Source: an optimization exercise on an open RTL-to-GDS flow (aim: small area, a short achievable clock period and few clock cycles per item). Production flows keep margins and buffers that such runs may drop. The RTL was checked by simulation tests, not by an equivalence proof against the original design. Power is estimated from default activity; no workload was simulated.

===== flow/constraint.sdc =====
create_clock -name core_clock -period 7.5 [get_ports {clk}]
set_input_delay 1.5000 -clock core_clock [delete_from_list [all_inputs] [get_ports {clk}]]
set_output_delay 1.5000 -clock core_clock [all_outputs]
set_load 0.01 [all_outputs]

===== flow/run.sh =====
#!/bin/bash
# synth_recipe.tcl (not shown) runs the flow's synth.tcl, then flattens the netlist and writes it again
# the make line also repeats each setting of config.mk as NAME=value (left out here)
make -C /OpenROAD-flow-scripts/flow DESIGN_CONFIG=/design/flow/config.mk WORK_HOME=/design/flow/orfs CLKGATE_MAP_FILE= SYNTH_SCRIPT=/design/flow/synth_recipe.tcl finish

===== flow/config.mk =====
export PLATFORM = sky130hd
export DESIGN_NAME = booth_walloc
export DESIGN_NICKNAME = booth_walloc
export VERILOG_FILES = /design/flow/design.v
export SDC_FILE = /design/flow/constraint.sdc
export NUM_CORES = 4
export LEC_CHECK = 0
export CAP_MARGIN = 20
export CORE_MARGIN = 2
export CORE_UTILIZATION = 40
export SLEW_MARGIN = 20

===== flow/design.v =====
module booth_sel(
  input [2:0] src,
  output [3:0] sel
);
wire y_add,y,y_sub;
wire sel_negative,sel_double_negative,sel_positive,sel_double_positive;
assign {y_add,y,y_sub} = src;
assign sel_negative =  y_add & (y & ~y_sub | ~y & y_sub);
assign sel_positive = ~y_add & (y & ~y_sub | ~y & y_sub);
assign sel_double_negative =  y_add & ~y & ~y_sub;
assign sel_double_positive = ~y_add &  y &  y_sub;
assign sel={sel_negative,sel_positive,sel_double_negative,sel_double_positive};
endmodule
module booth_result_sel(
  input [3:0] sel,
  input [1:0] src,
  output      p 
);
wire x,x_sub;
wire sel_negative,sel_double_negative,sel_positive,sel_double_positive;
assign {sel_negative,sel_positive,sel_double_negative,sel_double_positive}=sel;
assign {x,x_sub} =src;
assign p = ~(~(sel_negative & ~x) & ~(sel_double_negative & ~x_sub) 
           & ~(sel_positive & x ) & ~(sel_double_positive &  x_sub));
endmodule
module booth_partial
#(
    parameter WIDTH = 34
)
(
  input [2*WIDTH-1:0]  x_src,
  input [2:0] y_src,
  output [2*WIDTH-1:0]   p_result,
  output                cout 
);
wire y_add,y,y_sub;
assign {y_add,y,y_sub} = y_src;
wire [3:0] sel;
wire sel_negative,sel_double_negative,sel_positive,sel_double_positive;
assign {sel_negative,sel_positive,sel_double_negative,sel_double_positive}=sel;
assign cout=sel_negative || sel_double_negative;
booth_sel booth_sel(
    .src    (y_src),
    .sel    (sel)
);
booth_result_sel partial0(.sel (sel), .src ({x_src[0],1'b0}), .p (p_result[0]));
genvar x;
generate for ( x =1;x<WIDTH*2;x=x+1) begin : gen_partial
    booth_result_sel partial(.sel (sel), .src (x_src[x:x-1]), .p (p_result[x]));
end endgenerate
endmodule
module switch_17x68bits(
   input [1155:0] part_group,
      output [1155:0] sw_group
);
wire [67:0] po16,po15,po14,po13,po12,po11,po10,po09,po08,po07,po06,po05,po04,po03,po02,po01,po00;
assign {po16,po15,po14,po13,po12,po11,po10,po09,po08,po07,po06,po05,po04,po03,po02,po01,po00} = part_group;
genvar x;
generate for ( x =0;x<68;x=x+1) begin : gen_switch
    assign sw_group[(x+1)*17-1:x*17] = {po16[x],po15[x],po14[x],po13[x],po12[x],po11[x],po10[x],po09[x],
                                     po08[x],po07[x],po06[x],po05[x],po04[x],po03[x],po02[x],po01[x],po00[x]};
end endgenerate
endmodule
module walloc_17bits(
    input [16:0] src_in,
    input [13:0]  cin,
    output [13:0] cout_group,
    output      cout,s
);
wire [13:0] c;
wire [4:0] first_s;
csa csa0 (.in (src_in[16:14]), .cout (c[4]), .s (first_s[4]) );
csa csa1 (.in (src_in[13:11]), .cout (c[3]), .s (first_s[3]) );
csa csa2 (.in (src_in[10:08]), .cout (c[2]), .s (first_s[2]) );
csa csa3 (.in (src_in[07:05]), .cout (c[1]), .s (first_s[1]) );
csa csa4 (.in (src_in[04:02]), .cout (c[0]), .s (first_s[0]) );
wire [3:0] secnod_s;
csa csa5 (.in ({first_s[4:2]}             ), .cout (c[8]), .s (secnod_s[3]));
csa csa6 (.in ({first_s[1:0],src_in[1]}   ), .cout (c[7]), .s (secnod_s[2]));
csa csa7 (.in ({src_in[0],cin[4:3]}       ), .cout (c[6]), .s (secnod_s[1]));
csa csa8 (.in ({cin[2:0]}                 ), .cout (c[5]), .s (secnod_s[0]));
wire [1:0] thrid_s;
csa csa9 (.in (secnod_s[3:1]          ), .cout (c[10]), .s (thrid_s[1]));
csa csaA (.in ({secnod_s[0],cin[6:5]} ), .cout (c[09]), .s (thrid_s[0]));
wire [1:0] fourth_s;
csa csaB (.in ({thrid_s[1:0],cin[10]} ),  .cout (c[12]), .s (fourth_s[1]));
csa csaC (.in ({cin[9:7]             }),  .cout (c[11]), .s (fourth_s[0]));
wire fifth_s;
csa csaD (.in ({fourth_s[1:0],cin[11]}),  .cout (c[13]), .s (fifth_s));
csa csaE (.in ({fifth_s,cin[13:12]}   ),  .cout (cout),  .s  (s));
assign cout_group = c;
endmodule
module csa(
  input [2:0] in,
  output cout,s
);
wire a,b,cin;
assign a=in[2];
assign b=in[1];
assign cin=in[0];
assign s = a ^ b ^ cin;
assign cout = a & b | b & cin | a & cin;
endmodule
module booth_walloc# (parameter COMPUTER_WIDTH=32,parameter WIDTH =COMPUTER_WIDTH+2)
(
  input               clk           ,
  input               reset         ,
  input  [COMPUTER_WIDTH:0] src1,
  input  [COMPUTER_WIDTH:0] src2,
  input         in_valid,
  output reg    in_ready,
  output reg    out_valid,
  output [COMPUTER_WIDTH*2-1:0] result
);
reg [WIDTH-1:0] multiplier;
reg [WIDTH*2-1:0] multiplicand;
reg first_doing;
wire ready_to_doing;
assign ready_to_doing = in_ready && in_valid;
always@(posedge clk ) begin
      if (reset ) begin
        in_ready <=1'b0;
      end
      else begin
        in_ready<=1'b1;
      end
      if (ready_to_doing) begin
        first_doing<=1'b1;
      end
      else begin
        first_doing <= 1'b0;
      end
      out_valid <= first_doing;
end
always @(posedge clk ) begin
  if (ready_to_doing) begin
    multiplicand <= {{WIDTH{src1[COMPUTER_WIDTH]}},src1};
    multiplier <= {src2[COMPUTER_WIDTH],src2};
  end
end
wire [1155:0] part_group;
wire [16:0]   part_cout;
booth_partial part0 (.x_src (multiplicand), .y_src({multiplier[1:0],1'b0}), 
                        .p_result (part_group[67:0]), .cout(part_cout[0]));
genvar x;
generate for ( x =1;x<17;x=x+1) begin : gen_walloc_partial
booth_partial part (
                    .x_src ({multiplicand[2*WIDTH-1-2*x:0],
                    {2*x{1'b0}}}), 
                    .y_src({multiplier[(x+1)*2-1:x*2-1]}), 
                    .p_result (part_group[(x+1)*68-1:x*68]), .cout(part_cout[x]));
end endgenerate
wire [1155:0] swo_group; 
switch_17x68bits switch (.part_group (part_group), .sw_group (swo_group));
wire [937:0] wt_cout; 
wire [66:0]  wt_c;
wire [67:0]  wt_s;
walloc_17bits walloc00 (.src_in (swo_group[16:0]), .cin({part_cout[13:0]}), 
                    .cout_group (wt_cout[13:0]),  .cout(wt_c[0]), .s (wt_s[0]));
genvar y;
generate for ( y =1;y<67;y=y+1) begin : gen_walloc
walloc_17bits walloc  (.src_in (swo_group[(y+1)*17-1:y*17]), .cin({wt_cout[y*14-1:(y-1)*14]}), 
                    .cout_group (wt_cout[(y+1)*14-1:y*14]),  .cout(wt_c[y]), .s (wt_s[y]));
end endgenerate
walloc_17bits walloc67(.src_in (swo_group[1155:1139]), .cin({wt_cout[937:924]}), 
                    .cout_group (),  .cout(), .s (wt_s[67]));
reg [67:0] wt_s_buf,wt_c_buf;
reg  part_next_highest_bit;
always@(posedge clk ) begin
  if (first_doing) begin
    wt_c_buf <= {wt_c,part_cout[14]};
    wt_s_buf <= {wt_s};
    part_next_highest_bit <= part_cout[15];
  end
end
wire [WIDTH*2-1:0] adder_a;
wire [WIDTH*2-1:0] adder_b;
wire              adder_cin;
wire [WIDTH*2-1:0] adder_result;
wire        adder_cout;
assign adder_a   = wt_c_buf;
assign adder_b   = wt_s_buf;
assign adder_cin = part_next_highest_bit;
assign {adder_cout, adder_result} = adder_a + adder_b + {{WIDTH*2-2{1'b0}},adder_cin};
assign result = adder_result[COMPUTER_WIDTH*2-1:0];
endmodule

==> results_dict.tcl <==
set metrics [dict create \
    hp-start "in_ready" \
    min_path_cells 1 \
    buf_share 0.05011 \
    yosysUniqueCellTypes 69 \
    rsz0062_at_grt "no" \
    worstSetupStartpoint "adder_a[0]" \
    detail_route.iter0.violations 3976 \
    critical_path.slowest_cell "sky130_fd_sc_hd__o21ai_2" \
    layout.comb_gates.multi_input 3293 \
    count_of_cells_resized_by_post_cts_repair 0 \
    root_buf_cell "sky130_fd_sc_hd__clkbuf_16" \
    area_delta_synth_final_pct 7.556 \
    critPathKind "reg -> out" \
    clock_buffer_count_from_cts 17 \
    power.static_leakage_uw 0.01882 \
    worst_r2r_endpoint "adder_b[63]" \
    dominant_cells "multi-input gates" \
    start_util 0.4021 \
    status "complete, no violations" \
    use_met1 0.3721 \
    layout_commonest_cell "sky130_fd_sc_hd__fa_1" \
    area.sequential_mm2 0.005919 \
    instance_count_after_placement_with_tap_cells_included 5786 \
    tap-cell-count 1391 \
    drive_above_1_share 0.04945 \
    wl_mm 144.9 \
    yosys.area_share.adder 0.3868 \
    num_antenna_cells 0 \
    synth_sequential_area_ratio 0.1402 \
    port_buffers 134 \
    setup-violations-final 0 \
    first_pass_iters 6 \
    critical_path_peak_fanout 6 \
    synth.area.mux_share 0.007826 \
    combPwrFrac 0.814 \
    cts_htree_levels 4 \
    filler_cell_count 10049 \
    gr-usage-met2 0.4099 \
    share_of_cell_area_taken_by_multi_input_logic_gates 0.7143 \
    slew_at_the_pin_closest_to_its_max_slew_limit_ns 1.204 \
    floorplan.die_area_mm2 0.1081 \
]
Testbench counts, summed over its fixed seeds: cycles 24,024, items 24,000.
metrics by stage:
stage | power, uW | utilization | hold slack (ns)
after floorplan | 14280 | - | 0.7342
after global placement | 19980 | 0.4266 | 0.7072
after detailed placement | 20440 | 0.4266 | 0.7175
after CTS | 21510 | 0.4320 | 0.7384
after global routing | 23710 | 0.4325 | 0.7569
final | 21220 | 0.4325 | 0.7380
state kept, by name, indices dropped and copies added, names as in the netlist:
register                                         cells
adder_b                                             64
multiplier                                          33
first_doing                                          1
out_valid                                            1
adder_a                                             64
part_next_highest_bit                                1
in_ready                                             1
gen_walloc_partial.part.gen_partial.partial.src     33
Yosys cell counts, types with 6 or more instances:
cell type	n	area (um2)
sky130_fd_sc_hd__a21o_1	32	240.2
sky130_fd_sc_hd__or3_1	8	50.05
sky130_fd_sc_hd__ha_1	76	950.9
sky130_fd_sc_hd__a221o_1	9	90.09
sky130_fd_sc_hd__nor2_1	522	1959
sky130_fd_sc_hd__a211oi_1	210	1577
sky130_fd_sc_hd__mux2i_1	33	330.3
sky130_fd_sc_hd__nand3_1	14	70.07
sky130_fd_sc_hd__nand2b_1	13	81.33
sky130_fd_sc_hd__buf_2	9	45.04
sky130_fd_sc_hd__xor2_1	298	2610
sky130_fd_sc_hd__nand2_1	142	533.0
sky130_fd_sc_hd__nand4_1	14	87.58
sky130_fd_sc_hd__o21ai_1	11	55.05
sky130_fd_sc_hd__a21oi_1	91	455.4
sky130_fd_sc_hd__o21a_1	9	67.56
sky130_fd_sc_hd__a221oi_1	35	306.5
sky130_fd_sc_hd__nor2b_1	19	118.9
sky130_fd_sc_hd__clkbuf_1	372	1396
sky130_fd_sc_hd__or3b_2	9	78.83
sky130_fd_sc_hd__xnor2_1	293	2566
sky130_fd_sc_hd__inv_1	657	2466
sky130_fd_sc_hd__a31oi_1	14	87.58
sky130_fd_sc_hd__and3_1	10	62.56
sky130_fd_sc_hd__buf_1	68	255.2
sky130_fd_sc_hd__nor3_1	12	60.06
sky130_fd_sc_hd__o21ai_0	293	1466
sky130_fd_sc_hd__or2_2	6	37.54
sky130_fd_sc_hd__a22oi_1	246	1847
sky130_fd_sc_hd__fa_1	768	15370
sky130_fd_sc_hd__o221ai_1	22	192.7
sky130_fd_sc_hd__and3b_1	10	87.58
sky130_fd_sc_hd__o21bai_1	13	97.59
sky130_fd_sc_hd__edfxtp_1	195	5856
power_grid.png
Pins as bars on the die edge. Tap cells in grey.
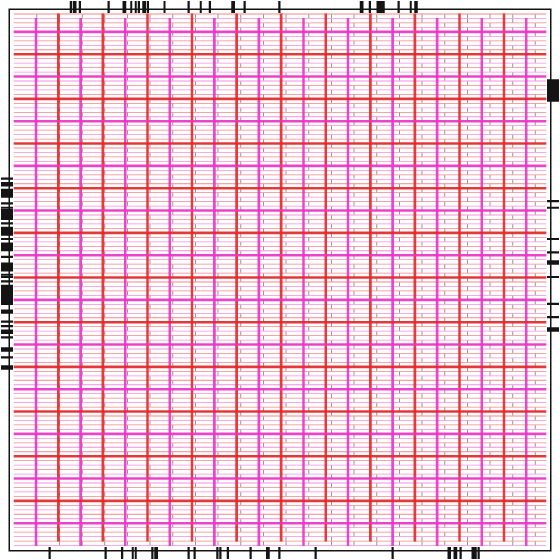
[red] VDD
[magenta] VSS
rows: 119
tap cells: 1,391
maximum VDD drop: 0.2962 mV
Die Height: 328.8 um
Chip Width: 328.8 um
core region area: 0.1050 mm2

placement_by_type.png
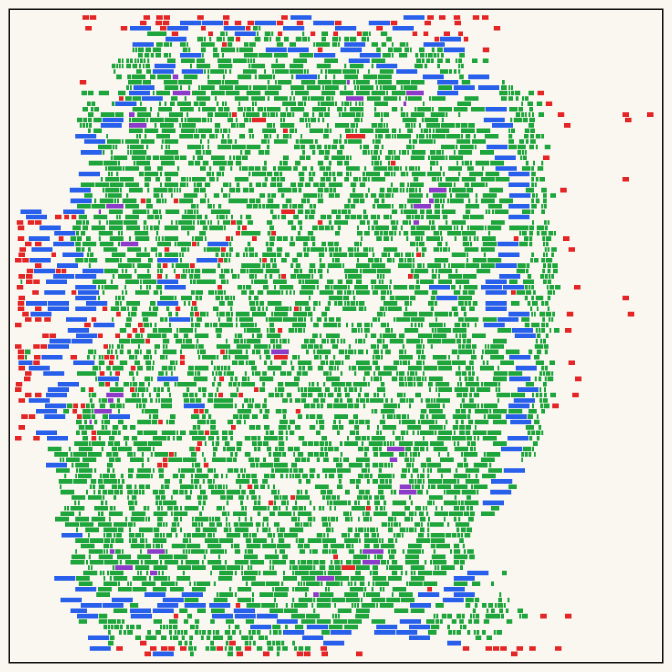
[green] combinational and other logic | cells: 3,950
[red] remaining buffers and delay cells | cells: 249
[purple] clock drivers and dummy loads | cells: 32
[blue] sequential cells | cells: 198

clk_routes.png
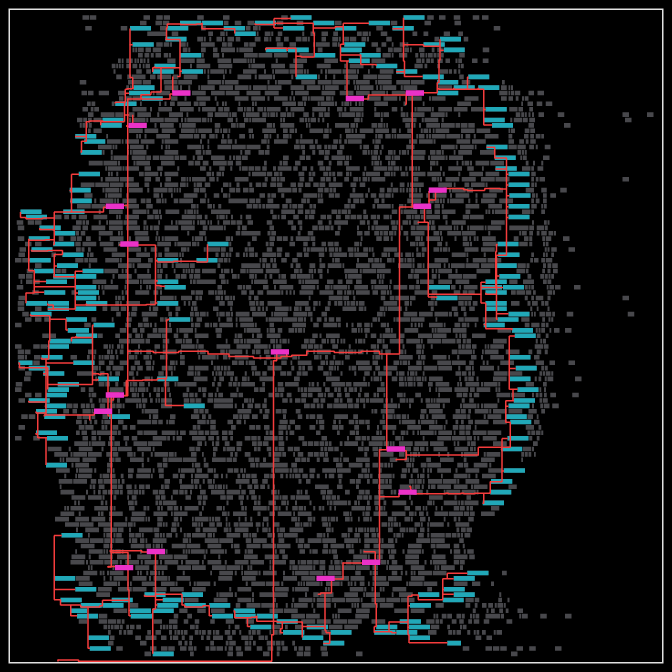
[red] clock wires | length: 3,680 um
[magenta] clock drivers | count: 17
[cyan] flip-flops | count: 198
flops lie: widely spread
routed clock nets: 18

what the ideal ports hide:
No port has a modelled driver above. Below, the same layout with a new extraction and two added sets of constraints.
Step 1 assumes that a clkbuf_16 drives the clock port and a buf_2 every other input.
Step 2, shift: input delay + t, output delay - t, t = (earliest + latest rising clock arrival at the registers) / 2. This alone moves slack from input paths to output paths.
Slacks: ideal / step 1 / step 2; pairs: ideal / step 1.
shift t [ns]: 0.588
setup slack, ns: 0.725 / 0.662 / 1.105
clock arrival spread, ns: 0.019 / 0.020
slew at the worst register clock pin (ns): 0.09 / 0.09
After both steps setup and hold are still met in this run. For this run, drivers alone change the setup slack by -0.063 ns; drivers and shift together by +0.380 ns.
